This design comes from an exercise in tuning for small area on the open sky130 flow, not from production work.
Only simulation tests tie the RTL to the original design; equivalence was not proved.
Not every run is shown, and edits may drop behaviour that the tests do not exercise.
Power figures rest on the tool's default switching activity, not on a simulated workload.

**Run 1: register map, names as in the netlist**

Bar = 100 um. Other cells in gray.
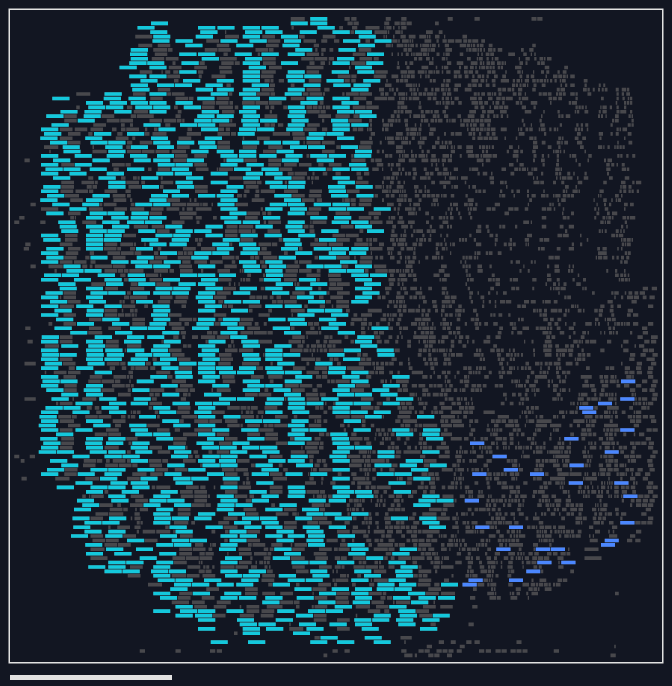
**Run 1: routing congestion map**

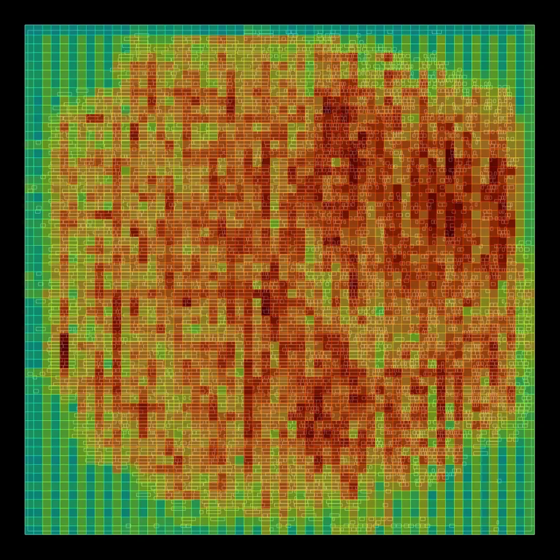
**Run 1: wire density map**

The die is cut into 20 by 20 equal tiles; dark purple is low, yellow is high, scaled to the fullest tile. Values are wire area over tile area, all layers added.
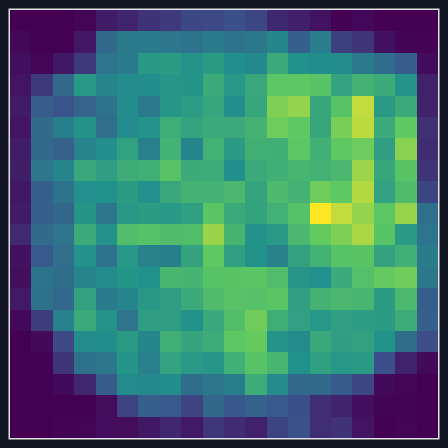
**Run 1: port wiring**

Bar = 100 um.
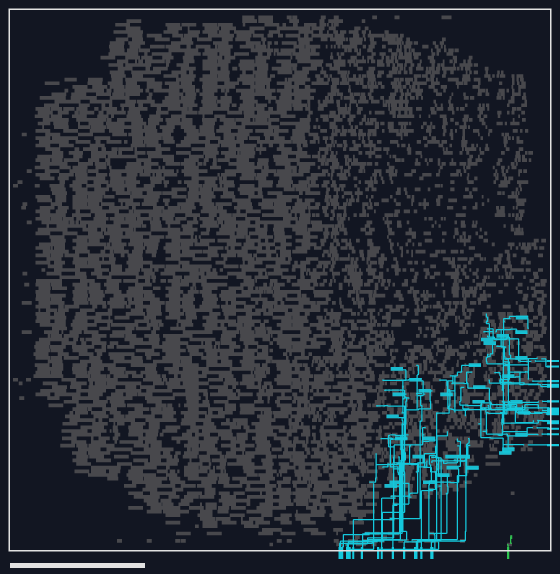
<file path="config.mk">
export PLATFORM = sky130hd
export DESIGN_NAME = riscv_cpu
export DESIGN_NICKNAME = riscv_cpu
export VERILOG_FILES = /design/flow/design.v
export SDC_FILE = /design/flow/constraint.sdc
export NUM_CORES = 4
export LEC_CHECK = 0
export CAP_MARGIN = 20
export CORE_MARGIN = 2
export CORE_UTILIZATION = 40
export SLEW_MARGIN = 20
</file>
<file path="constraint.sdc">
create_clock -name core_clock -period 12.5 [get_ports {clk}]
set_input_delay 2.5000 -clock core_clock [delete_from_list [all_inputs] [get_ports {clk}]]
set_output_delay 2.5000 -clock core_clock [all_outputs]
set_load 0.01 [all_outputs]
</file>
<file path="design.v">
module adder #(parameter WIDTH = 32) (
    input       [WIDTH-1:0] a, b,
    output      [WIDTH-1:0] sum
);
assign sum = a + b;
endmodule
module mux2 #(parameter WIDTH = 8) (
    input       [WIDTH-1:0] d0, d1,
    input       sel,
    output      [WIDTH-1:0] y
);
assign y = sel ? d1 : d0;
endmodule
module mux4 #(parameter WIDTH = 8) (
    input       [WIDTH-1:0] d0, d1, d2, d3,
    input       [1:0] sel,
    output      [WIDTH-1:0] y
);
assign y = sel[1] ? (sel[0] ? d3 : d2) : (sel[0] ? d1 : d0);
endmodule
module reset_ff #(parameter WIDTH = 8) (
    input       clk, rst,
    input       [WIDTH-1:0] d,
    output reg  [WIDTH-1:0] q
);
always @(posedge clk or posedge rst) begin
    if (rst) q <= 0;
    else     q <= d;
end
endmodule
module imm_extend (
    input  [31:7]     instr,
    input  [ 1:0]     immsrc,
    output reg [31:0] immext
);
always @(*) begin
    case(immsrc)
        2'b00: immext = {{20{instr[31]}}, instr[31:20]};
        2'b01:   immext = {{20{instr[31]}}, instr[31:25], instr[11:7]};
        2'b10:   immext = {{20{instr[31]}}, instr[7], instr[30:25], instr[11:8], 1'b0};
        2'b11:   immext = {{12{instr[31]}}, instr[19:12], instr[20], instr[30:21], 1'b0};
        default: immext = 32'bx;  
    endcase
end
endmodule
module reg_file #(parameter DATA_WIDTH = 32) (
    input       clk,
    input       wr_en,
    input       [4:0] rd_addr1, rd_addr2, wr_addr,
    input       [DATA_WIDTH-1:0] wr_data,
    output      [DATA_WIDTH-1:0] rd_data1, rd_data2
);
reg [DATA_WIDTH-1:0] reg_file_arr [0:31];
always @(posedge clk) begin
    if (wr_en) reg_file_arr[wr_addr] <= wr_data;
end
assign rd_data1 = ( rd_addr1 != 0 ) ? reg_file_arr[rd_addr1] : 0;
assign rd_data2 = ( rd_addr2 != 0 ) ? reg_file_arr[rd_addr2] : 0;
endmodule
module alu #(parameter WIDTH = 32) (
    input [WIDTH-1:0] a,
	 input [WIDTH-1:0] b,        
    input       [2:0] alu_ctrl, funct3,          
    input opb4,
    output reg  [WIDTH-1:0] alu_out,     
    output zero, lt, ltu                     
);
always @(*) begin
    case (alu_ctrl)
        3'b000, 001:  alu_out = a + (alu_ctrl[0] == 1'b0 ? b : ~b + 1);  
        3'b010:  alu_out = a & b;        
        3'b011:  alu_out = a | b;        
        3'b100:  alu_out = $signed(a) >>> b[4:0];    
        3'b101:  alu_out = a >> b[4:0];       
        3'b110:  alu_out = a << b[4:0];       
        3'b111:  alu_out = a ^ b;  
        default: alu_out = 0;
    endcase
    if(opb4) begin
        case(funct3)
            3'b010: alu_out = lt;
            3'b011: alu_out = ltu;
        endcase
    end
end
wire [WIDTH-1:0] diff = a - b;
assign lt = (a[31] != b[31]) ? a[31] : diff[31];
assign ltu = (a[31] != b[31]) ? ~a[31] : diff[31];
assign zero = (alu_out == 0) ? 1'b1 : 1'b0;
endmodule
module alu_decoder (
    input            opb5,
    input [2:0]      funct3,
    input            funct7b5,
    input [1:0]      ALUOp,
    output reg [2:0] ALUControl
);
always @(*) begin
    case (ALUOp)
        2'b00: ALUControl = 3'b000;              
        2'b01: ALUControl = 3'b001;              
        default:
            case (funct3)  
                3'b000: begin
                    if   (funct7b5 & opb5) ALUControl = 3'b001;  
                    else ALUControl = 3'b000;  
                end
                3'b001:  ALUControl = 3'b110;  
                3'b010, 3'b011:  ALUControl = 3'b001;  
                3'b100:  ALUControl = 3'b111;  
                3'b101: begin
                    if(funct7b5) begin 
								ALUControl = 3'b100;  
						  end
                    else begin
								ALUControl = 3'b101;  
						  end
                end
                3'b110:  ALUControl = 3'b011;  
                3'b111:  ALUControl = 3'b010;  
                default: ALUControl = 3'bxxx;  
            endcase
    endcase
end
endmodule
module main_decoder (
    input  [6:0] op,
    input  [2:0] funct3,
    input        Zero, lt, ltu,
    output [1:0] ResultSrc,
    output       MemWrite, Branch, ALUSrc,
    output       RegWrite, Jump, Jalr,
    output [1:0] ImmSrc,
    output [1:0] ALUOp
);
reg [10:0] controls;
reg TakeBranch;
always @(*) begin
    TakeBranch = 0;
    casez (op)
        7'b0000011: controls = 11'b1_00_1_0_01_00_0_0;  
        7'b0100011: controls = 11'b0_01_1_1_00_00_0_0;  
        7'b0110011: controls = 11'b1_xx_0_0_00_10_0_0;  
        7'b1100011:  begin  
				controls = 11'b0_10_0_0_00_01_0_0;
            casez (funct3)
                3'b000: TakeBranch = Zero;
                3'b001: TakeBranch = !Zero;
                3'b100: TakeBranch = lt;
                3'b101: TakeBranch = !lt;
                3'b110: TakeBranch = ltu;
                3'b111: TakeBranch = !ltu;
            endcase
        end
        7'b0010011: controls = 11'b1_00_1_0_00_10_0_0;  
        7'b1101111: controls = 11'b1_11_0_0_10_00_1_0;  
		  7'b0010111, 7'b0110111: controls = 11'b1_xx_x_0_11_xx_0_0;  
        7'b1100111: controls = 11'b1_00_1_0_10_00_0_1;  
        default:    controls = 11'bx_xx_x_x_xx_xx_x_x;  
    endcase
end
assign Branch = TakeBranch;
assign {RegWrite, ImmSrc, ALUSrc, MemWrite, ResultSrc, ALUOp, Jump, Jalr} = controls;
endmodule
module controller (
    input [6:0]  op,
    input [2:0]  funct3,
    input        funct7b5,
    input        Zero, lt, ltu,
    output       [1:0] ResultSrc,
    output       MemWrite,
    output       PCSrc, ALUSrc,
    output       RegWrite, Jalr,
    output [1:0] ImmSrc,
    output [2:0] ALUControl
);
wire [1:0] ALUOp;
wire       Branch, Jump;
main_decoder    md (op, funct3, Zero, lt, ltu, ResultSrc, MemWrite, Branch,
                    ALUSrc, RegWrite, Jump, Jalr, ImmSrc, ALUOp);
alu_decoder     ad (op[5], funct3, funct7b5, ALUOp, ALUControl);
assign PCSrc = Branch | Jump;
endmodule
module datapath (
    input         clk, reset,
    input [1:0]   ResultSrc,
    input         PCSrc, ALUSrc,
    input         RegWrite,
    input [1:0]   ImmSrc,
    input [2:0]   ALUControl,
    input         Jalr,
    output        Zero, lt, ltu,
    output [31:0] PC,
    input  [31:0] Instr,
    output [31:0] Mem_WrAddr, Mem_WrData,
    input  [31:0] ReadData,
    output [31:0] Result
);
wire [31:0] PCNext, PCPlus4, PCTarget, PCjalr;
wire [31:0] ImmExt, SrcA, SrcB, WriteData, ALUResult, AuiPC, lAuiPC;
reset_ff #(32) pcreg(clk, reset, PCjalr, PC);
adder          pcadd4(PC, 32'd4, PCPlus4);
adder          pcaddbranch(PC, ImmExt, PCTarget);
mux2 #(32)     pcmux(PCPlus4, PCTarget, PCSrc, PCNext);
mux2 #(32)     pcjalrmux(PCNext, ALUResult, Jalr, PCjalr);
reg_file       rf (clk, RegWrite, Instr[19:15], Instr[24:20], Instr[11:7], Result, SrcA, WriteData);
imm_extend     ext (Instr[31:7], ImmSrc, ImmExt);
mux2 #(32)     srcbmux(WriteData, ImmExt, ALUSrc, SrcB);
alu            alu (SrcA, SrcB, ALUControl, Instr[14:12], Instr[4], ALUResult, Zero, lt, ltu);
adder				auipcadder({Instr[31:12], 12'b0}, PC, AuiPC);
mux2 #(32)		lauipcmux(AuiPC, {Instr[31:12], 12'b0}, Instr[5], lAuiPC);
mux4 #(32)     resultmux(ALUResult, ReadData, PCPlus4, lAuiPC, ResultSrc, Result);
assign Mem_WrData = WriteData;
assign Mem_WrAddr = ALUResult;
endmodule
module riscv_cpu (
    input         clk, reset,
    output [31:0] PC,
    input  [31:0] Instr,
    output        MemWrite,
    output [31:0] Mem_WrAddr, Mem_WrData,
    input  [31:0] ReadData,
    output [31:0] Result
);
wire        ALUSrc, RegWrite, Jalr, Zero, lt, ltu;
wire [1:0]  ResultSrc, ImmSrc;
wire [2:0]  ALUControl;
controller  c   (Instr[6:0], Instr[14:12], Instr[30], Zero, lt, ltu,
                ResultSrc, MemWrite, PCSrc, ALUSrc, RegWrite, Jalr,
                ImmSrc, ALUControl);
datapath    dp  (clk, reset, ResultSrc, PCSrc,
                ALUSrc, RegWrite, ImmSrc, ALUControl, Jalr,
                Zero, lt, ltu, PC, Instr, Mem_WrAddr, Mem_WrData, ReadData, Result);
endmodule
</file>
<file path="run.sh">
#!/bin/bash
# synth_recipe.tcl (not shown) runs the flow's synth.tcl, then flattens the netlist and writes it again
# the make line also repeats each setting of config.mk as NAME=value (left out here)
make -C /OpenROAD-flow-scripts/flow DESIGN_CONFIG=/design/flow/config.mk WORK_HOME=/design/flow/orfs CLKGATE_MAP_FILE= SYNTH_SCRIPT=/design/flow/synth_recipe.tcl finish
</file>
==> metrics.md, run 1 <==
| Metric | Value |
|---|---|
| Status | `no timing/DRC/antenna violations` |
| Share of layout cells above drive strength 1 | `0.273` |
| VDD IR-drop max | `0.000112 V` |
| Number of synthesized flops with an enable pin | `1,024` |
| Setup TNS | `0 ns` |
| Sequential area share after synthesis | `0.500` |
| Vias in the first global route | `47.0k` |
| Fin crit share | `0.979` |
| CP peak stage delay | `0.53 ns` |
| Worst hold margin | `0.705 ns` |
| Max Slew Vio Count | `0` |
| Worst skew pair latency | `0.76 ns` |
| Endpoints failing setup | `0` |
| Router iterations before antenna repair | `6` |
| Hold/Removal Path Class | `reg -> reg` |
| Syn Inst Count | `4,605` |
| Die W | `401 um` |
| YS warnings | `7` |
| Fmax | `0.0817 GHz` |
| Final min period | `12.23 ns` |
| Top cell by count, worst path | `buf_4` |
| Commonest non-fill, non-tap cell in the layout | `edfxtp_1` |
| Drt via density | `6.70` |
| Clock root cell | `clkbuf_16` |
| Most frequent cells in the layout | `edfxtp_1 (1,024), mux4_2 (505), buf_4 (486)` |
| Average instance area after synthesis | `13.7 um2` |
| Post-synth top flop | `edfxtp_1` |
| Final Hold Viols | `0` |
| Final ANT Viol Nets | `0` |
| CP Data Arrival Time | `9.73 ns` |
| H-tree Lvls | `3` |
| Die Area | `161,000 um2` |
| PnR worst setup slack | `0.266 ns` |
| Clk slew on worst S/H paths | `0.06 ns` |
| CTS buffer count | `109` |
| Seq cells post-synth | `1,056` |
Notes on 'register map, names as in the netlist' above:
Blue shows dp.pcreg.q, sequential cells 32, where south-east. Cyan shows dp.rf.reg_file_arr, sequential cells 1,024.

Notes on 'routing congestion map' above:
WL/cell: 37.5 um
routing usage on met1: 0.443
All-Layer GR Usage: 0.332
met2 Usage GRT: 0.509

Notes on 'wire density map' above:
48% of the tiles are over half the peak. 8.5% of the tiles are nearly empty. The emptiest ninth of the die: south-west. The fullest tile reaches 0.69.
overall routed net length: 273 mm
Vias: 48.6k

Notes on 'port wiring' above:
Cyan shows PC, bits 32, direction output, edge 17 south, 15 east, end cells 32, buffers 32, wire 4,260 um. Green shows reset, bits 1, direction input, edge south, end cells 1, buffers 1, wire 9.50 um.
I/O Buffers: 194
Ports: 195

==> run 1: synth_stat cells (33+ instances only) <==
| master | instances | share of area |
|---|---|---|
| a211oi_1 | 68 | 0.0081 |
| a21o_1 | 33 | 0.0039 |
| a21oi_1 | 211 | 0.017 |
| a22oi_1 | 41 | 0.0049 |
| a31oi_1 | 42 | 0.0042 |
| and2_1 | 47 | 0.0047 |
| and3_1 | 33 | 0.0033 |
| buf_2 | 84 | 0.0067 |
| clkbuf_1 | 149 | 0.0089 |
| edfxtp_1 | 1024 | 0.49 |
| ha_1 | 178 | 0.035 |
| inv_1 | 115 | 0.0068 |
| mux2_2 | 47 | 0.0084 |
| mux2i_1 | 232 | 0.037 |
| mux4_2 | 505 | 0.18 |
| nand2_1 | 256 | 0.015 |
| nand3_1 | 144 | 0.011 |
| nor2_1 | 268 | 0.016 |
| nor2b_1 | 34 | 0.0034 |
| nor3_1 | 60 | 0.0048 |
| o211ai_1 | 64 | 0.0076 |
| o21ai_0 | 167 | 0.013 |
| o221ai_1 | 53 | 0.0074 |
| o22ai_1 | 54 | 0.0054 |
| xnor2_1 | 85 | 0.012 |
| xor2_1 | 36 | 0.0050 |
==> run 1: area by class of cell <==
type                            instances  area [um2]
Clock buffer                          124        2810
Fill cell                           13700       81700
Inverter                              121         457
Antenna cell                            3        7.51
Tap cell                             2058        2570
Clock inverter                         74         856
Multi-Input combinational cell       3104       30000
Sequential cell                      1056       31600
Timing Repair Buffer                  722        6470
==> run 1: final timing paths <==
kind / cells past startpoint / end / from / slack (ns)
hold reg to reg: 1 / dp.pcreg.q[0] / dp.pcreg.q[0] / 0.70
min in group asynchronous: 3 / dp.pcreg.q[11] / reset / 2.21
setup reg to reg: 39 / dp.pcreg.q[0] / dp.rf.reg_file_arr[23][7] / 4.01
setup / recovery: 35 / Result[21] / Instr[20] / 0.27
hold / removal: 1 / dp.pcreg.q[0] / dp.pcreg.q[0] / 0.70
max in group asynchronous: 3 / dp.pcreg.q[18] / reset / 9.88
==> run 1: sequential cells by signal, indices dropped and copies added, names as in the netlist <==
register,cells
dp.rf.reg_file_arr,1024
dp.pcreg.q,32
==> run 1: metrics by stage <==
step / util / std cells
floorplan: - / 4605
global placement: 0.453 / 7054
detailed placement: 0.453 / 7054
CTS: 0.476 / 7252
global route: 0.478 / 7259
finish: 0.478 / 7262
==> run 1: per-layer routing <==
layer / track usage / up-vias / wire length (um)
met3: 0.0749 / 608 / 30800
met1: 0.443 / 24900 / 103000
met4: 0.174 / 16 / 16800
met2: 0.509 / 3366 / 122000
met5: 0 / - / 113
li1: - / 19700 / -
==> run 1: critical path: cells and delay by family <==
kind	cells	cell delay, ns
buf+inv	11	2.30
xor+xnor	1	0.13
simple gates	8	1.02
mux	3	1.20
fa+ha+maj	1	0.33
compound gates	11	2.21
==> run 1: kinds of logic after synthesis <==
group,synth area share
flip-flops,0.500
AO/OA/AOI/OAI,0.112
AND/OR/NAND/NOR,0.0748
multiplexers,0.225
buffers and inverters,0.0344
adder cells (fa/ha/maj),0.0366
XOR/XNOR,0.0168
==> run 1: repair_timing <==
item                                    4_1_cts  5_1_grt
endpoints found under the setup margin        2       17
buffers inserted                              0        3
pin swaps                                     1        9
cloned                                        0        4
gates resized for setup                       3       35
==> run 1: power breakdown <==
group / switching [mW] / internal (mW) / total, mW / leakage, nW
sequential: 0.139 / 4.02 / 4.15 / 9.63
clock: 1.42 / 1.94 / 3.37 / 1.79
combinational: 1.90 / 1.29 / 3.19 / 14.8
--- run 2 (changed files replaced; the others as in run 1) ---
removed: run.sh
==> design.v <==
module cla #(parameter N = 32, parameter CIN = 1, parameter COUT = 1,
             parameter LO = CIN ? 1 : 2) (
    input  [N-1:0]  p, g,
    input           cin,
    output [N-1:LO] c,
    output          cout
);
localparam NB = (N + 3) / 4;
genvar k;
generate for (k = 0; k < NB; k = k + 1) begin : blk
    localparam M = (N - 4*k) < 4 ? (N - 4*k) : 4;
    localparam LAST = (k == NB - 1);
    localparam B = 4*k;
    if (k == 0 && !CIN) begin : f
        c_a21o  ug10 (p[1], g[0], g[1], c[2]);
        c_a21o  u3   (p[2], c[2], g[2], c[3]);
        wire g32, p32;
        c_a21o  ug32 (p[3], g[2], g[3], g32);
        c_and2  up32 (p[3], p[2], p32);
        c_a21o  ugb  (p32, c[2], g32, c[4]);
    end else begin : r
        wire g10, p10, g32, p32, gb, pb;
        if (M >= 2) c_a21o u1 (p[B], (k == 0) ? cin : c[B], g[B], c[B+1]);
        if (M >= 3) begin : m3
            c_a21o  ug10 (p[B+1], g[B], g[B+1], g10);
            c_and2  up10 (p[B+1], p[B], p10);
            c_a21o  u2   (p10, (k == 0) ? cin : c[B], g10, c[B+2]);
        end
        if (M >= 4) c_a21o u3 (p[B+2], c[B+2], g[B+2], c[B+3]);
        if (M == 4 && (!LAST || COUT)) begin : h2
            c_a21o  ug32 (p[B+3], g[B+2], g[B+3], g32);
            c_and2  up32 (p[B+3], p[B+2], p32);
            c_a21o  ugb  (p32, g10, g32, gb);
            c_and2  upb  (p32, p10, pb);
            if (LAST) begin : o
                c_a21o u (pb, (k == 0) ? cin : c[B], gb, cout);
            end else begin : n
                c_a21o u (pb, (k == 0) ? cin : c[B], gb, c[B+4]);
            end
        end
    end
end endgenerate
endmodule
module inc30 (
    input  [31:2] a,
    output [31:2] y
);
wire [31:4] c;
c_inv i2 (a[2], y[2]);
c_ha  h3 (a[3], a[2], y[3], c[4]);
genvar i;
generate for (i = 4; i < 31; i = i + 1) begin : h
    c_ha u (a[i], c[i], y[i], c[i+1]);
end endgenerate
c_xor2 x31 (a[31], c[31], y[31]);
endmodule
module c_inv    (input a, output y);                  assign y = ~a;                 endmodule
module c_nand2  (input a, b, output y);               assign y = ~(a & b);           endmodule
module c_nor2   (input a, b, output y);               assign y = ~(a | b);           endmodule
module c_nand3  (input a, b, c, output y);            assign y = ~(a & b & c);       endmodule
module c_nand4  (input a, b, c, d, output y);         assign y = ~(a & b & c & d);   endmodule
module c_and2   (input a, b, output y);               assign y = a & b;              endmodule
module c_or3    (input a, b, c, output y);            assign y = a | b | c;          endmodule
module c_xor2   (input a, b, output y);               assign y = a ^ b;              endmodule
module c_xnor2  (input a, b, output y);               assign y = ~(a ^ b);           endmodule
module c_a21o   (input a1, a2, b1, output y);         assign y = (a1 & a2) | b1;     endmodule
module c_o21ai  (input a1, a2, b1, output y);         assign y = ~((a1 | a2) & b1);  endmodule
module c_a22o   (input a1, a2, b1, b2, output y);     assign y = (a1 & a2) | (b1 & b2); endmodule
module c_o22ai  (input a1, a2, b1, b2, output y);     assign y = ~((a1 | a2) & (b1 | b2)); endmodule
module c_a222oi (input a1, a2, b1, b2, c1, c2, output y);
    assign y = ~((a1 & a2) | (b1 & b2) | (c1 & c2));
endmodule
module c_mux2i  (input a0, a1, s, output y);          assign y = ~(s ? a1 : a0);     endmodule
module c_ha     (input a, b, output s, c);            assign s = a ^ b; assign c = a & b; endmodule
module c_or2    (input a, b, output y);               assign y = a | b;              endmodule
module c_and3   (input a, b, c, output y);            assign y = a & b & c;          endmodule
module imm_pc (
    input  [31:7] instr,
    input         j, b, nb, i6, ni6,
    output [30:1] imm
);
genvar i;
generate
    for (i = 1; i < 5; i = i + 1) begin : lo
        c_a22o u (j, instr[20+i], b, instr[7+i], imm[i]);
    end
    for (i = 5; i < 11; i = i + 1) begin : mid
        c_and2 u (i6, instr[20+i], imm[i]);
    end
    for (i = 12; i < 20; i = i + 1) begin : jb
        c_a22o u (b, instr[31], nb, instr[i], imm[i]);
    end
    for (i = 20; i < 31; i = i + 1) begin : hi
        c_a22o u (i6, instr[31], ni6, instr[i], imm[i]);
    end
endgenerate
c_a22o u11 (j, instr[20], b, instr[7], imm[11]);
endmodule
module dec_rd (
    input  [4:0]  a,
    output [31:1] sel
);
wire [4:0] an;
wire [3:0] l;
wire [7:0] h;
genvar i;
generate
    for (i = 0; i < 5; i = i + 1) begin : n
        c_inv u (a[i], an[i]);
    end
    for (i = 0; i < 4; i = i + 1) begin : lo
        c_nor2 u (i[0] ? an[0] : a[0], i[1] ? an[1] : a[1], l[i]);
    end
    for (i = 0; i < 8; i = i + 1) begin : hi
        c_and3 u (i[0] ? a[2] : an[2], i[1] ? a[3] : an[3], i[2] ? a[4] : an[4], h[i]);
    end
    for (i = 1; i < 32; i = i + 1) begin : s
        c_and2 u (l[i % 4], h[i / 4], sel[i]);
    end
endgenerate
endmodule
module dec_rd_en (
    input  [4:0]  a,
    input         en,
    output [31:1] sel
);
wire [4:0] an;
wire [3:0] l;
wire [7:0] h;
genvar i;
generate
    for (i = 0; i < 5; i = i + 1) begin : n
        c_inv u (a[i], an[i]);
    end
    for (i = 0; i < 4; i = i + 1) begin : lo
        c_and3 u (en, i[0] ? a[0] : an[0], i[1] ? a[1] : an[1], l[i]);
    end
    for (i = 0; i < 8; i = i + 1) begin : hi
        c_and3 u (i[0] ? a[2] : an[2], i[1] ? a[3] : an[3], i[2] ? a[4] : an[4], h[i]);
    end
    for (i = 1; i < 32; i = i + 1) begin : s
        c_and2 u (l[i % 4], h[i / 4], sel[i]);
    end
endgenerate
endmodule
module dec_wr (
    input  [4:0]  a,
    input         en,
    output [31:1] we, nwe
);
wire [4:0] an;
wire [3:0] l, ln;
wire [7:0] h, hn;
genvar i;
generate
    for (i = 0; i < 5; i = i + 1) begin : n
        c_inv u (a[i], an[i]);
    end
    for (i = 0; i < 4; i = i + 1) begin : lo
        c_and3  u (en, i[0] ? a[0] : an[0], i[1] ? a[1] : an[1], l[i]);
        c_nand3 v (en, i[0] ? a[0] : an[0], i[1] ? a[1] : an[1], ln[i]);
    end
    for (i = 0; i < 8; i = i + 1) begin : hi
        c_and3  u (i[0] ? a[2] : an[2], i[1] ? a[3] : an[3], i[2] ? a[4] : an[4], h[i]);
        c_nand3 v (i[0] ? a[2] : an[2], i[1] ? a[3] : an[3], i[2] ? a[4] : an[4], hn[i]);
    end
    for (i = 1; i < 32; i = i + 1) begin : s
        c_and2 u (l[i % 4], h[i / 4], we[i]);
        c_or2  v (ln[i % 4], hn[i / 4], nwe[i]);
    end
endgenerate
endmodule
module rf_bit (
    input  [31:1] q,
    input  [31:1] s,
    output        d
);
wire [10:0] t;
genvar i;
generate for (i = 0; i < 10; i = i + 1) begin : a
    c_a222oi u (q[3*i+1], s[3*i+1], q[3*i+2], s[3*i+2], q[3*i+3], s[3*i+3], t[i]);
end endgenerate
c_nand2 n31 (q[31], s[31], t[10]);
wire u0, u1, u2;
c_nand4 n0 (t[0], t[1], t[2], t[3], u0);
c_nand4 n1 (t[4], t[5], t[6], t[7], u1);
c_nand3 n2 (t[8], t[9], t[10], u2);
c_or3   o0 (u0, u1, u2, d);
endmodule
module rf_read (
    input  [32*31-1:0] q,
    input  [31:1]      sel,
    output [31:0]      d
);
genvar b, k;
generate for (b = 0; b < 32; b = b + 1) begin : bb
    wire [31:1] col;
    for (k = 1; k < 32; k = k + 1) begin : c
        assign col[k] = q[(k-1)*32 + b];
    end
    rf_bit u (col, sel, d[b]);
end endgenerate
endmodule
module alu_srcb (
    input  [31:0] rs2,
    input  [31:7] instr,
    input         use_rs2, s_st, s_it, s_is, lui, sub,
    output [31:0] b,
    output [4:0]  amtn
);
wire [31:5] btn;
genvar i;
generate
    for (i = 0; i < 5; i = i + 1) begin : lo
        c_a222oi u (use_rs2, rs2[i], s_st, instr[7+i], s_it, instr[20+i], amtn[i]);
        c_xnor2  x (amtn[i], sub, b[i]);
    end
    for (i = 5; i < 11; i = i + 1) begin : mid
        c_a222oi u (use_rs2, rs2[i], s_it, instr[20+i], s_st, instr[20+i], btn[i]);
    end
    c_a222oi u11 (use_rs2, rs2[11], s_it, instr[31], s_st, instr[31], btn[11]);
    for (i = 12; i < 31; i = i + 1) begin : hi
        c_a222oi u (use_rs2, rs2[i], s_is, instr[31], lui, instr[i], btn[i]);
    end
    c_mux2i u31 (instr[31], rs2[31], use_rs2, btn[31]);
    for (i = 5; i < 32; i = i + 1) begin : x
        c_xnor2 u (btn[i], sub, b[i]);
    end
endgenerate
endmodule
module add32 (
    input  [31:0] a, b,
    input         cin,
    output [31:0] sum, p, g,
    output        c31, cout
);
wire [30:1] c;
genvar i;
generate for (i = 0; i < 32; i = i + 1) begin : h
    c_ha u (a[i], b[i], p[i], g[i]);
    c_xor2 x (p[i], (i == 0) ? cin : (i == 31) ? c31 : c[i], sum[i]);
end endgenerate
cla #(32, 1, 1) cy (p, g, cin, {c31, c}, cout);
endmodule
module shift_sel (
    input  [4:0] amtn,
    input        lt, rt, tsh,
    output [4:0] sl, sr, sn
);
wire [4:0] amt;
genvar k;
generate for (k = 0; k < 5; k = k + 1) begin : s
    c_inv  i (amtn[k], amt[k]);
    c_and2 l (amt[k], lt, sl[k]);
    c_and2 r (amt[k], rt, sr[k]);
    c_and2 n (amtn[k], tsh, sn[k]);
end endgenerate
endmodule
module shift_fill (
    input  a31, arith, left,
    output fill, filln
);
assign fill  = a31 & arith & ~left;
assign filln = ~fill;
endmodule
module shifter (
    input  [31:0] a,
    input  [4:0]  sl, sr, sn,
    input         fill, filln,
    output [31:0] yn
);
wire [31:0] d [1:4];
genvar k, i;
generate for (k = 0; k < 5; k = k + 1) begin : st
    localparam S = 1 << k;
    for (i = 0; i < 32; i = i + 1) begin : b
        if (k == 0) begin : s0
            c_a222oi u (sl[0], (i >= S) ? a[i-S] : fill, sr[0], (i + S <= 31) ? a[i+S] : fill,
                        sn[0], a[i], d[1][i]);
        end else if (k < 4) begin : sm
            c_a222oi u (sl[k], (i >= S) ? d[k][i-S] : ((k % 2 == 0) ? fill : filln), sr[k], (i + S <= 31) ? d[k][i+S] : ((k % 2 == 0) ? fill : filln),
                        sn[k], d[k][i], d[k+1][i]);
        end else begin : s4
            c_a222oi u (sl[4], (i >= S) ? d[4][i-S] : fill, sr[4], (i + S <= 31) ? d[4][i+S] : fill,
                        sn[4], d[4][i], yn[i]);
        end
    end
end endgenerate
endmodule
module controller (
    input  [6:2] op,
    input  [2:0] f3,
    input        f7b5,
    output       mem_write, reg_write, use_rs2, s_it, s_is, lui, nlui, sub, left, lt, rt, tsh,
    output       is_jalr,
    output       t_sum, t_p, t_g, t_slt, t_sltu, t_ld, t_auipc,
    output       j, b, nb, ni6
);
wire i2 = op[2], i3 = op[3], i4 = op[4], i5 = op[5], i6 = op[6];
assign ni6 = ~op[6];
assign is_jalr   = i6 & i2 & ~i3;
wire   is_store  = ~i6 & i5 & ~i4;
wire   is_alu    = i4 & ~i2;              
assign mem_write = is_store;
assign reg_write = ~(is_store | b);
assign use_rs2   = i5 & ~i2 & (i4 | i6);  
assign lui       = ~i6 & i2 & i5;
assign nlui      = ~lui;
assign s_it      = ~use_rs2 & ~is_store & ~lui;
assign s_is      = ~use_rs2 & ~lui;
assign sub       = b | (is_alu & ((f3 == 3'b000 & i5 & f7b5) | (f3[2:1] == 2'b01)));
assign left      = ~f3[2];
assign tsh       = is_alu & (f3[1:0] == 2'b01);
assign lt        = tsh & ~f3[2];
assign rt        = tsh & f3[2];
assign t_sum   = (is_alu & (f3 == 3'b000)) | lui;    
assign t_p     = is_alu & (f3 == 3'b100 | f3 == 3'b110);
assign t_g     = is_alu & (f3[2:1] == 2'b11);
assign t_slt   = is_alu & (f3 == 3'b010);
assign t_sltu  = is_alu & (f3 == 3'b011);
assign t_ld    = ~i6 & ~i5 & ~i4;
assign t_auipc = i2 & ~i5;
assign j  = i6 & i2;
assign b  = i6 & ~i2;
assign nb = ~b;
endmodule
module branch_cond (
    input  [2:0]  f3,
    input  [31:0] p,         
    input         a31, c31, cout,
    input         is_branch, is_jal, is_jalr, t_slt, t_sltu,
    output        s_t, s_4,
    output        sltn
);
wire eq  = &p;
wire lt  = p[31] ? ~c31 : a31;      
wire ltu = ~cout;
wire c   = f3[2] ? (f3[1] ? ltu : lt) : eq;
wire take = is_jal | (is_branch & (c ^ f3[0]));
assign s_t  = take;
assign s_4  = ~take & ~is_jalr;
assign sltn = ~((t_slt & lt) | (t_sltu & ltu));
endmodule
module tgt_add (
    input  [31:1] pc, imm,
    output [31:1] tgt
);
wire [30:1] p;
wire [30:0] g;
wire [30:2] c;
wire        nc;
c_ha u0 (pc[1], imm[1], tgt[1], g[0]);
genvar i;
generate for (i = 1; i < 31; i = i + 1) begin : h
    c_ha u (pc[i+1], imm[i+1], p[i], g[i]);
    c_xor2 x (p[i], (i == 1) ? g[0] : c[i], tgt[i+1]);
end endgenerate
cla #(31, 0, 0) cy ({p, tgt[1]}, g, 1'b0, c, nc);
endmodule
module pc_next (
    input  [31:0] sum, tgt, pc4,
    input         s_j, s_t, s_4,
    output [31:0] y
);
wire [31:0] yn;
genvar i;
generate for (i = 0; i < 32; i = i + 1) begin : b
    c_a222oi u (s_j, sum[i], s_t, tgt[i], s_4, pc4[i], yn[i]);
    c_inv    v (yn[i], y[i]);
end endgenerate
endmodule
module result_sel (
    input  [31:0]  sum, p, g, rdata, pc4, tgt, shn,
    input          sltn,
    input          t_sum, t_p, t_g, t_ld, t_pc4, t_auipc,
    output [31:0]  y
);
genvar i;
generate for (i = 0; i < 32; i = i + 1) begin : b
    wire aa, ab;
    c_a222oi ua (t_sum, sum[i], t_p, p[i], t_g, g[i], aa);
    c_a222oi ub (t_ld, rdata[i], t_pc4, pc4[i], t_auipc, tgt[i], ab);
    if (i == 0) begin : s
        c_nand4 o (aa, ab, sltn, shn[i], y[i]);
    end else begin : n
        c_nand3 o (aa, ab, shn[i], y[i]);
    end
end endgenerate
endmodule
module riscv_cpu (
    input         clk, reset,
    output reg [31:0] PC,
    input  [31:0] Instr,
    output        MemWrite,
    output [31:0] Mem_WrAddr, Mem_WrData,
    input  [31:0] ReadData,
    output [31:0] Result
);
wire reg_write, use_rs2, s_it, s_is, lui, nlui, sub, left, lt, rt, tsh, is_jalr;
wire t_sum, t_p, t_g, t_slt, t_sltu, t_ld, t_auipc;
wire j, b, nb, ni6;
controller ctl (Instr[6:2], Instr[14:12], Instr[30],
                MemWrite, reg_write, use_rs2, s_it, s_is, lui, nlui, sub, left, lt, rt, tsh, is_jalr,
                t_sum, t_p, t_g, t_slt, t_sltu, t_ld, t_auipc,
                j, b, nb, ni6);
wire [31:1] sel1, sel2, we, nwe;
dec_rd_en d1 (Instr[19:15], nlui, sel1);    
dec_rd d2 (Instr[24:20], sel2);
dec_wr dw (Instr[11:7], reg_write, we, nwe);
wire [32*31-1:0] rq;
genvar ri, bi;
generate for (ri = 1; ri < 32; ri = ri + 1) begin : x
    reg  [31:0] q;
    wire [31:0] dn;
    for (bi = 0; bi < 32; bi = bi + 1) begin : b
        c_a22o m (Result[bi], we[ri], q[bi], nwe[ri], dn[bi]);
    end
    always @(posedge clk) q <= dn;
    assign rq[(ri-1)*32 +: 32] = q;
end endgenerate
wire [31:0] rs1, rs2;
rf_read p1 (rq, sel1, rs1);
rf_read p2 (rq, sel2, rs2);
wire [31:0] bop, sum, p, g, shn;
wire [4:0]  amtn, sl, sr, sn;
wire        c31, cout, fill, filln;
alu_srcb   sb  (rs2, Instr[31:7], use_rs2, MemWrite, s_it, s_is, lui, sub, bop, amtn);
add32      add (rs1, bop, sub, sum, p, g, c31, cout);
shift_sel  ss  (amtn, lt, rt, tsh, sl, sr, sn);
shift_fill sf  (rs1[31], Instr[30], left, fill, filln);
shifter    sh  (rs1, sl, sr, sn, fill, filln, shn);
wire s_t, s_4, sltn;
branch_cond bc (Instr[14:12], p, rs1[31], c31, cout,
                b, Instr[3], is_jalr, t_slt, t_sltu, s_t, s_4, sltn);
wire [31:2] pc4;
wire [31:1] tgt;
wire [31:0] npc;
wire [30:1] immt;
inc30   pinc (PC[31:2], pc4);
imm_pc  ip (Instr[31:7], j, b, nb, Instr[6], ni6, immt);
tgt_add ta (PC[31:1], {Instr[31], immt}, tgt);
pc_next pn (sum, {tgt, PC[0]}, {pc4, PC[1:0]}, is_jalr, s_t, s_4, npc);
always @(posedge clk or posedge reset)
    if (reset) PC <= 32'b0;
    else       PC <= npc;
result_sel rs (sum, p, g, ReadData, {pc4, PC[1:0]}, {tgt, PC[0]}, shn, sltn,
               t_sum, t_p, t_g, t_ld, j, t_auipc, Result);
assign Mem_WrAddr = sum;
assign Mem_WrData = rs2;
endmodule
==> flow/run.sh <==
#!/bin/bash
# Layout flow: the standard layout (standard.sh: ORFS synthesis to
# finish) with two changes:
#  - the port buffers are the platform's smallest buffer (buf_1) instead of
#    the delay cell buffer_ports picks by default; the resizer still
#    upsizes any of them that needs it;
#  - clock tree synthesis inserts no dummy loads (same buffer list and
#    clustering as config.mk's CTS settings).
set -euo pipefail
export BUFFER_PORTS_ARGS="-buffer_cell sky130_fd_sc_hd__buf_1"
export CTS_ARGS="-sink_clustering_enable -repair_clock_nets -sink_clustering_size 24 -sink_clustering_max_diameter 80 -buf_list sky130_fd_sc_hd__clkbuf_16 -dont_use_dummy_load"
bash standard.sh finish > standard.log 2>&1
==> standard.sh <==
#!/bin/bash
# synth_recipe.tcl (not shown) runs the flow's synth.tcl, then flattens the netlist and writes it again
# the make line also repeats each setting of config.mk as NAME=value (left out here)
make -C /OpenROAD-flow-scripts/flow DESIGN_CONFIG=/design/flow/config.mk WORK_HOME=/design/flow/orfs CLKGATE_MAP_FILE= SYNTH_SCRIPT=/design/flow/synth_recipe.tcl "${@:-finish}"
==> config.mk <==
export PLATFORM = sky130hd
export DESIGN_NAME = riscv_cpu
export DESIGN_NICKNAME = riscv_cpu
export VERILOG_FILES = /design/flow/design.v
export SDC_FILE = /design/flow/constraint.sdc
export NUM_CORES = 4
export LEC_CHECK = 0
export CAP_MARGIN = 20
export CORE_MARGIN = 2
export CORE_UTILIZATION = 58
export CTS_BUF_LIST = sky130_fd_sc_hd__clkbuf_16
export CTS_CLUSTER_DIAMETER = 80
export CTS_CLUSTER_SIZE = 24
export SETUP_SLACK_MARGIN = 0.3
export SLEW_MARGIN = 20
export SYNTH_HIERARCHICAL = 1
==> run 2 against run 1 <==
Clock-buffer cell count down 73. Worst setup slack worse by 0.037 ns. Sequential cell count down 32. Final area down 32%. Sequential power rose by 34%. Power increased by 5.7%. Critical path depth is 11 lower. Hold slack lost 0.20 ns. Synthesized area decreased by 28%. Critical path type unchanged. Largest cell class is now multi-input combinational cells. Largest power group unchanged.
==> metrics.md, run 2 <==
| Metric | Value |
|---|---|
| Setup TNS | `0 ns (unchanged)` |
| VDD IR-drop max | `0.000151 V (+36%)` |
| Clock root cell | `clkbuf_16` |
| CP Data Arrival Time | `9.77 ns (+0.04 ns)` |
| Final min period | `12.27 ns (+0.0375 ns)` |
| Drt via density | `9.00 (+34%)` |
| Hold/Removal Path Class | `reg -> reg` |
| Dpl cells | `5,423 (-23%)` |
| Die Area | `80,800 um2 (-50%)` |
| Logic pwr share | `0.350 (+0.052)` |
| Largest Register | `x.q` |
| H-tree Lvls | `2 (-1)` |
| Fmax | `0.0815 GHz (-0.31%)` |
| Share of layout cells above drive strength 1 | `0.0773 (-0.196)` |
| Internal power | `6.72 mW (-7.3%)` |
| Commonest non-fill, non-tap cell in the layout | `a22o_1` |
| Vias in the first global route | `44.5k (-5.4%)` |
| Router iterations before antenna repair | `23 (+17)` |
| Ports | `195 (unchanged)` |
| Worst skew pair latency | `0.70 ns (-0.06 ns)` |
| Endpoints failing setup | `0 (unchanged)` |
| YS warnings | `10 (+3)` |
| Syn Inst Count | `3,968 (-14%)` |
| Most frequent cells in the layout | `a22o_1 (1,016), dfxtp_1 (992), a222oi_1 (927)` |
| Overall routed net length | `224 mm (-18%)` |
| Switching Share | `0.406 (+0.0829)` |
| Max Slew Vio Count | `0 (unchanged)` |
| Fill cells | `6,314 (-54%)` |
| Fin crit share | `0.982 (+0.00300)` |
| Final ANT Viol Nets | `0 (unchanged)` |
| Final Hold Viols | `0 (unchanged)` |
| NetSw | `4.60 mW (+33%)` |
| FF+latch area | `20,700 um2 (-35%)` |
| Sequential fraction of design power | `0.490 (+0.102)` |
| Area of the multi-input gates | `24,800 um2 (-17%)` |
| Worst hold stages | `1 (unchanged)` |
| Regs by FF count | `x.q: 992 flops, PC: 32 flops` |
| Vias | `49.5k (+1.8%)` |
| Clock power share | `0.159 (-0.155)` |
| Clk slew on worst S/H paths | `0.07 ns (about the same)` |
| Status | `no timing/DRC/antenna violations` |
| Non-Filler Instances | `5,498 (-24%)` |
-- run 2: final timing paths --
path                                   from          end  slack, ns
min in group asynchronous             reset       PC[25]       2.01
worst min register to register  x[31].q[16]  x[31].q[16]       0.50
max in group asynchronous             reset       PC[16]      10.12
worst max-delay path               Instr[5]    Result[0]       0.23
worst min-delay path            x[31].q[16]  x[31].q[16]       0.50
worst max register to register        PC[2]  x[29].q[30]       4.98
-- run 2: what timing repair did --
action	4_1_cts	5_1_grt
setup endpoints to repair	0	2
setup buffers	0	2
gates resized for setup	0	4
-- run 2: power by group through the flow --
stage	Clock, mW	Sequential, mW	Combinational (mW)
2_1_floorplan	0	5.29	2.32
3_3_place_gp	0	5.49	3.62
3_5_place_dp	0	5.51	3.71
4_1_cts	1.78	5.47	3.72
5_1_grt	1.89	5.65	4.06
6_report	1.80	5.55	3.97
-- run 2: layer usage --
layer	GRT usage	vias up	wire, um
met5	0.00357	-	141
met4	0.403	24	22000
met3	0.210	1257	39300
met2	0.713	5377	87800
met1	0.648	23500	75200
li1	-	19400	-
-- run 2: stage by stage --
| stage | power, mW | util | worst slack (ns) | hold WS [ns] |
|---|---|---|---|---|
| 5_1_grt | 11.6 | 0.654 | 0.315 | 0.519 |
| 3_5_place_dp | 9.21 | 0.637 | 0.560 | 0.477 |
| 2_1_floorplan | 7.61 | - | 1.21 | 0.464 |
| 3_3_place_gp | 9.11 | 0.637 | 0.596 | 0.477 |
| 6_report | 11.3 | 0.655 | 0.229 | 0.503 |
| 4_1_cts | 11.0 | 0.654 | 0.524 | 0.502 |
-- run 2: cell type report --
cell class                      count  area share
Clock buffer                       51      0.0251
Multi-Input combinational cell   2879       0.489
Antenna cell                       22     0.00108
Inverter                           64     0.00473
Timing Repair Buffer              418      0.0479
Tap cell                         1040      0.0256
Sequential cell                  1024       0.407
-- run 2: critical path: stages --
cell	delay (ns)
buf_1	0.32
nand3b_1	0.46
and3_1	0.45
and2_1	0.51
buf_4	0.40
a222oi_1	0.39
nand4_1	0.35
or3_1	0.64
ha_1	0.45
and2_1	0.17
and2_1	0.13
a21o_1	0.27
a21o_1	0.23
a21o_1	0.22
a21o_1	0.25
a21o_1	0.22
a21o_1	0.22
a21o_1	0.18
a21o_1	0.15
and2_1	0.15
nor2_1	0.05
a21oi_1	0.26
nand4_1	0.50
buf_1	0.28
**Run 2: routing congestion map**

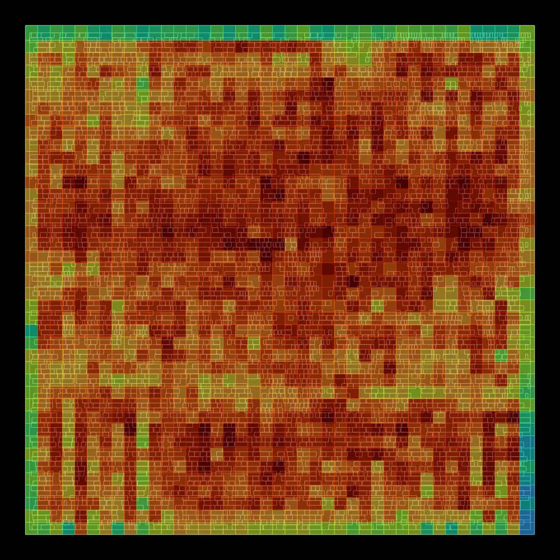
WL/cell: 40.8 um
met3 Track Usage GR: 0.210
All-Layer GR Usage: 0.521

**Run 2: port wiring**

Bar = 100 um.
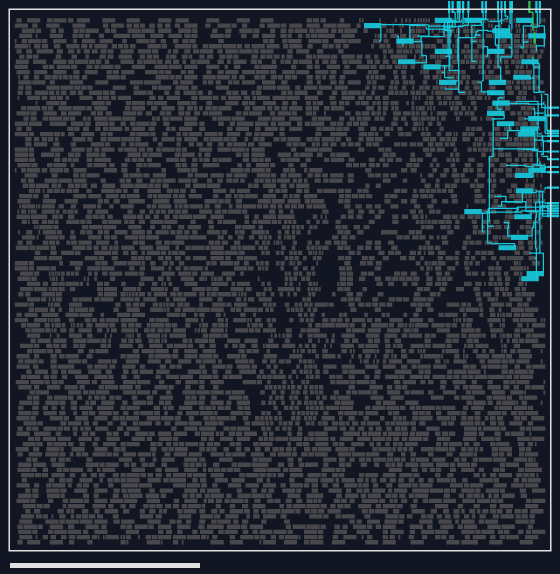
Green shows reset, bits 1, direction input, edge north, end cells 1, buffers 1, wire 17.3 um. Cyan shows PC, bits 32, direction output, edge 17 east, 15 north, end cells 32, buffers 32, wire 1,510 um.
I/O Buffers: 192

==> run 3: changes to the inputs <==
--- a/design.v
+++ b/design.v
@@ -42,4 +42,47 @@
 end endgenerate
 endmodule
+module cla32 (
+    input  [31:0] p, g,
+    input         cin,
+    output [31:1] c,
+    output        cout
+);
+wire [7:0] gb, pb;       
+genvar k;
+generate for (k = 0; k < 8; k = k + 1) begin : blk
+    localparam B = 4*k;
+    wire g10, p10, g32, p32;
+    c_a21o  ug10 (p[B+1], g[B], g[B+1], g10);
+    c_and2  up10 (p[B+1], p[B], p10);
+    c_a21o  ug32 (p[B+3], g[B+2], g[B+3], g32);
+    c_and2  up32 (p[B+3], p[B+2], p32);
+    c_a21o  ugb  (p32, g10, g32, gb[k]);
+    c_and2  upb  (p32, p10, pb[k]);
+    c_a21o  u1 (p[B],   (k == 0) ? cin : c[B], g[B],   c[B+1]);
+    c_a21o  u2 (p10,    (k == 0) ? cin : c[B], g10,    c[B+2]);
+    c_a21o  u3 (p[B+2], c[B+2],                g[B+2], c[B+3]);
+end endgenerate
+wire g10s, p10s, g32s, p32s, g30s, p30s, g54s, p54s, g76s, p76s, g74s, p74s;
+c_a21o s10g (pb[1], gb[0], gb[1], g10s);
+c_and2 s10p (pb[1], pb[0], p10s);
+c_a21o s32g (pb[3], gb[2], gb[3], g32s);
+c_and2 s32p (pb[3], pb[2], p32s);
+c_a21o s30g (p32s, g10s, g32s, g30s);
+c_and2 s30p (p32s, p10s, p30s);
+c_a21o s54g (pb[5], gb[4], gb[5], g54s);
+c_and2 s54p (pb[5], pb[4], p54s);
+c_a21o s76g (pb[7], gb[6], gb[7], g76s);
+c_and2 s76p (pb[7], pb[6], p76s);
+c_a21o s74g (p76s, g54s, g76s, g74s);
+c_and2 s74p (p76s, p54s, p74s);
+c_a21o b1 (pb[0], cin,   gb[0], c[4]);
+c_a21o b2 (p10s,  cin,   g10s,  c[8]);
+c_a21o b3 (pb[2], c[8],  gb[2], c[12]);
+c_a21o b4 (p30s,  cin,   g30s,  c[16]);
+c_a21o b5 (pb[4], c[16], gb[4], c[20]);
+c_a21o b6 (p54s,  c[16], g54s,  c[24]);
+c_a21o b7 (pb[6], c[24], gb[6], c[28]);
+c_a21o b8 (p74s,  c[16], g74s,  cout);
+endmodule
 module inc30 (
     input  [31:2] a,
@@ -241,5 +284,5 @@
     c_xor2 x (p[i], (i == 0) ? cin : (i == 31) ? c31 : c[i], sum[i]);
 end endgenerate
-cla #(32, 1, 1) cy (p, g, cin, {c31, c}, cout);
+cla32 cy (p, g, cin, {c31, c}, cout);
 endmodule
 module shift_sel (
==> run 3 against run 2 <==
Sequential share of layout area down 0.39 points. Global-route usage grew 2.2 points. Via count grew 1.9%. First-iteration DRC count grew 3.6%. Sequential cell count stayed put. Clock skew down 0.0071 ns. Final area is 0.96% higher. Non-clock buffer count increased by 41. Combinational power up 4%. Clock-buffer cell count increased by 1. Synthesized cell count increased by 0.30%.
==> metrics.md, run 3 <==
| Metric | Value |
|---|---|
| Non-Filler Instances | `5,569 (+1.3%)` |
| Max Slew Vio Count | `0 (unchanged)` |
| CP cell instances | `buf_1 > nand3b_1 > and3_1 > and2_1 > a222oi_1 > nand4_1 > or3_1 > ha_1 > and2_1 > and2_1 > and2_1 > and2_1 > a21o_1 > a21o_1 > buf_4 > a21o_1 > xor2_1 > a222oi_1 > nand3_2 > buf_1` |
| Status | `no timing/DRC/antenna violations` |
| Ports | `195 (unchanged)` |
| Vias in the first global route | `44.0k (-1.0%)` |
| CP Data Arrival Time | `9.77 ns (about the same)` |
| NetSw | `4.72 mW (+2.6%)` |
| Switching Share | `0.411 (+0.00472)` |
| Regs by FF count | `x.q: 992 flops, PC: 32 flops` |
| Delay-heaviest family, CP | `simple AND/OR/NAND/NOR gates` |
| Setup TNS | `0 ns (unchanged)` |
| Final min period | `12.27 ns (-0.00529 ns)` |
| Internal power | `6.76 mW (+0.62%)` |
| Sequential fraction of design power | `0.482 (-0.008)` |
| Pre-CTS setup slack | `0.764 ns (+0.204 ns)` |
| Commonest non-fill, non-tap cell in the layout | `a22o_1` |
| Share of layout cells above drive strength 1 | `0.0811 (+0.00375)` |
| CP peak stage delay | `0.80 ns (+0.16 ns)` |
| Most frequent cells in the layout | `a22o_1 (1,016), dfxtp_1 (992), a222oi_1 (927)` |
| Largest Register | `x.q` |
| Worst skew pair latency | `0.68 ns (-0.02 ns)` |
| Fmax | `0.0815 GHz (about the same)` |
| Die Area | `81,000 um2 (+0.18%)` |
| Total Power | `11.5 mW (+1.4%)` |
| Overall routed net length | `234 mm (+4.4%)` |
| Drt via density | `9.05 (+0.56%)` |
| YS warnings | `10 (unchanged)` |
| I/O Buffers | `192 (unchanged)` |
| WL/cell | `42.1 um (+3.1%)` |
| Clock power share | `0.159 (about the same)` |
| Logic pwr share | `0.358 (+0.008)` |
| Syn Inst Count | `3,980 (+0.30%)` |
| PnR worst setup slack | `0.234 ns (+0.00529 ns)` |
## run 3: layout make-up
| class | instances | area [um2] | area share |
|---|---|---|---|
| clock buffer | 52 | 1300 | 0.0254 |
| antenna | 39 | 97.6 | 0.00190 |
| timing repair buffer | 459 | 2740 | 0.0535 |
| tap | 1040 | 1300 | 0.0254 |
| sequential | 1024 | 20700 | 0.403 |
| inverter | 64 | 240 | 0.00468 |
| multi-input combinational | 2891 | 25000 | 0.487 |
## run 3: worst paths after layout
check | startpoint | end | slack, ns | depth (start not counted)
worst min-delay path | x[31].q[0] | x[31].q[0] | 0.51 | 1
worst max register to register | PC[3] | x[21].q[31] | 4.87 | 34
min in group asynchronous | reset | PC[24] | 1.93 | 3
max in group asynchronous | reset | PC[11] | 10.13 | 3
worst min register to register | x[31].q[0] | x[31].q[0] | 0.51 | 1
worst max-delay path | Instr[2] | Result[25] | 0.23 | 20
## run 3: timing repair
| action | 4_1_cts | 5_1_grt |
|---|---|---|
| hold endpoints to repair | 0 | 0 |
| endpoints found under the setup margin | 0 | 5 |
| resized for setup | 0 | 2 |
| buffers inserted | 0 | 7 |
## run 3: metrics by stage
stage,hold slack (ns),cell area [um2],util
2_1_floorplan,0.464,45700,-
3_3_place_gp,0.477,49800,0.641
3_5_place_dp,0.478,49800,0.641
4_1_cts,0.502,51100,0.658
5_1_grt,0.517,51200,0.659
6_report,0.508,51300,0.660
## run 3: power groups by stage
stage | registers (mW) | clock network [mW] | logic (mW)
after global routing | 5.64 | 1.92 | 4.17
after floorplan | 5.29 | 0 | 2.33
after CTS | 5.45 | 1.80 | 3.81
final | 5.53 | 1.83 | 4.11
after detailed placement | 5.50 | 0 | 3.80
after global placement | 5.48 | 0 | 3.72
## run 3: per-layer routing
layer,track usage,vias to the layer above,wire (um)
met4,0.370,36,21100
met1,0.658,24000,78300
li1,-,19500,-
met3,0.292,1218,44900
met2,0.727,5652,89400
met5,0.0292,-,704
**Run 3: register map, names as in the netlist**

Bar = 100 um. Other cells in gray.
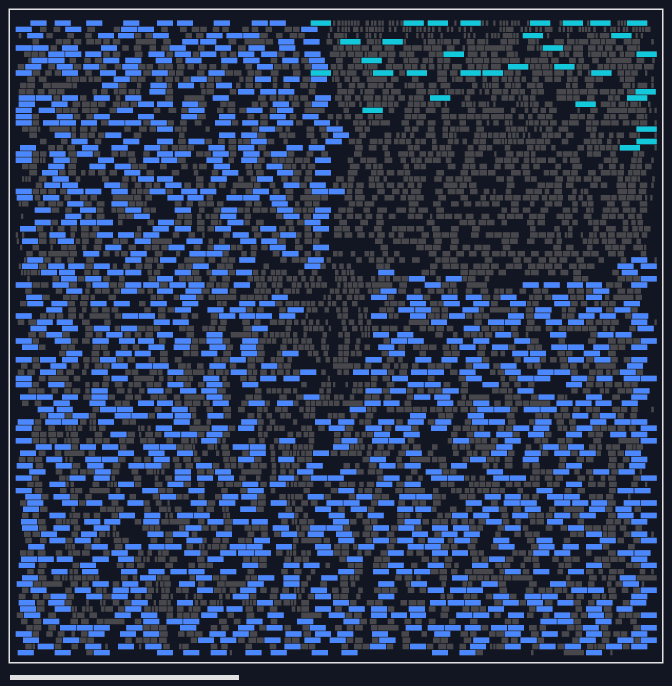
Blue shows x.q, sequential cells 992, where all over the die. Cyan shows PC, sequential cells 32.
Final Core Density: 0.660
FF+latch area: 20,700 um2

**Run 3: wire density map**

The die is cut into 28 by 28 equal tiles; dark purple is low, yellow is high, scaled to the fullest tile. Values are wire area over tile area, all layers added.
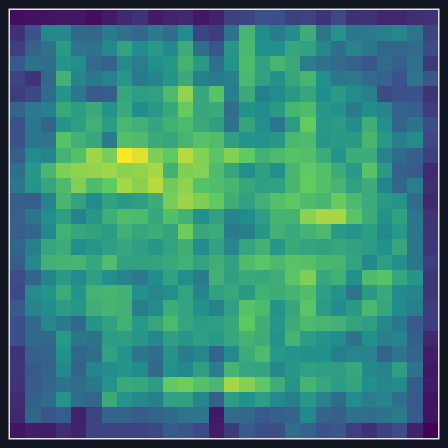
The mean over all tiles is 0.57. 0.10% of the tiles are nearly empty. 51% of the tiles are over half the peak. The densest ninth of the die: center. The fullest tile reaches 1.2.

==> separate check: timing with driven ports <==
How much do the figures lean on ideal ports? The routed layouts below were timed once more, with nothing changed but the port constraints. Step 1: set_driving_cell puts a clkbuf_16 on clk and a buf_2 on each other input, an assumption about the parent block. Step 2, shift: input delay + t, output delay - t, t = (earliest + latest rising clock arrival at the registers) / 2. This alone moves slack from input paths to output paths. a / b / c = ideal ports / drivers / drivers and shift; a / b = the first two.
run | t, ns | slack for setup (ns) | worst setup path at the end | worst slew at a driven data input, ns | pins driven straight from the clock port
run 1 | 0.790 | 0.266 / 0.199 / 0.199 | input to output | 0.21 | 1
run 2 | 0.708 | 0.229 / 0.206 / 0.206 | input to output | 0.06 | 1
run 3 | 0.697 | 0.234 / 0.184 / 0.184 | input to output | 0.07 | 1
After both steps every run listed still meets setup and hold. For run 1, which loses most, drivers alone change the setup slack by -0.067 ns; drivers and shift together by -0.067 ns.
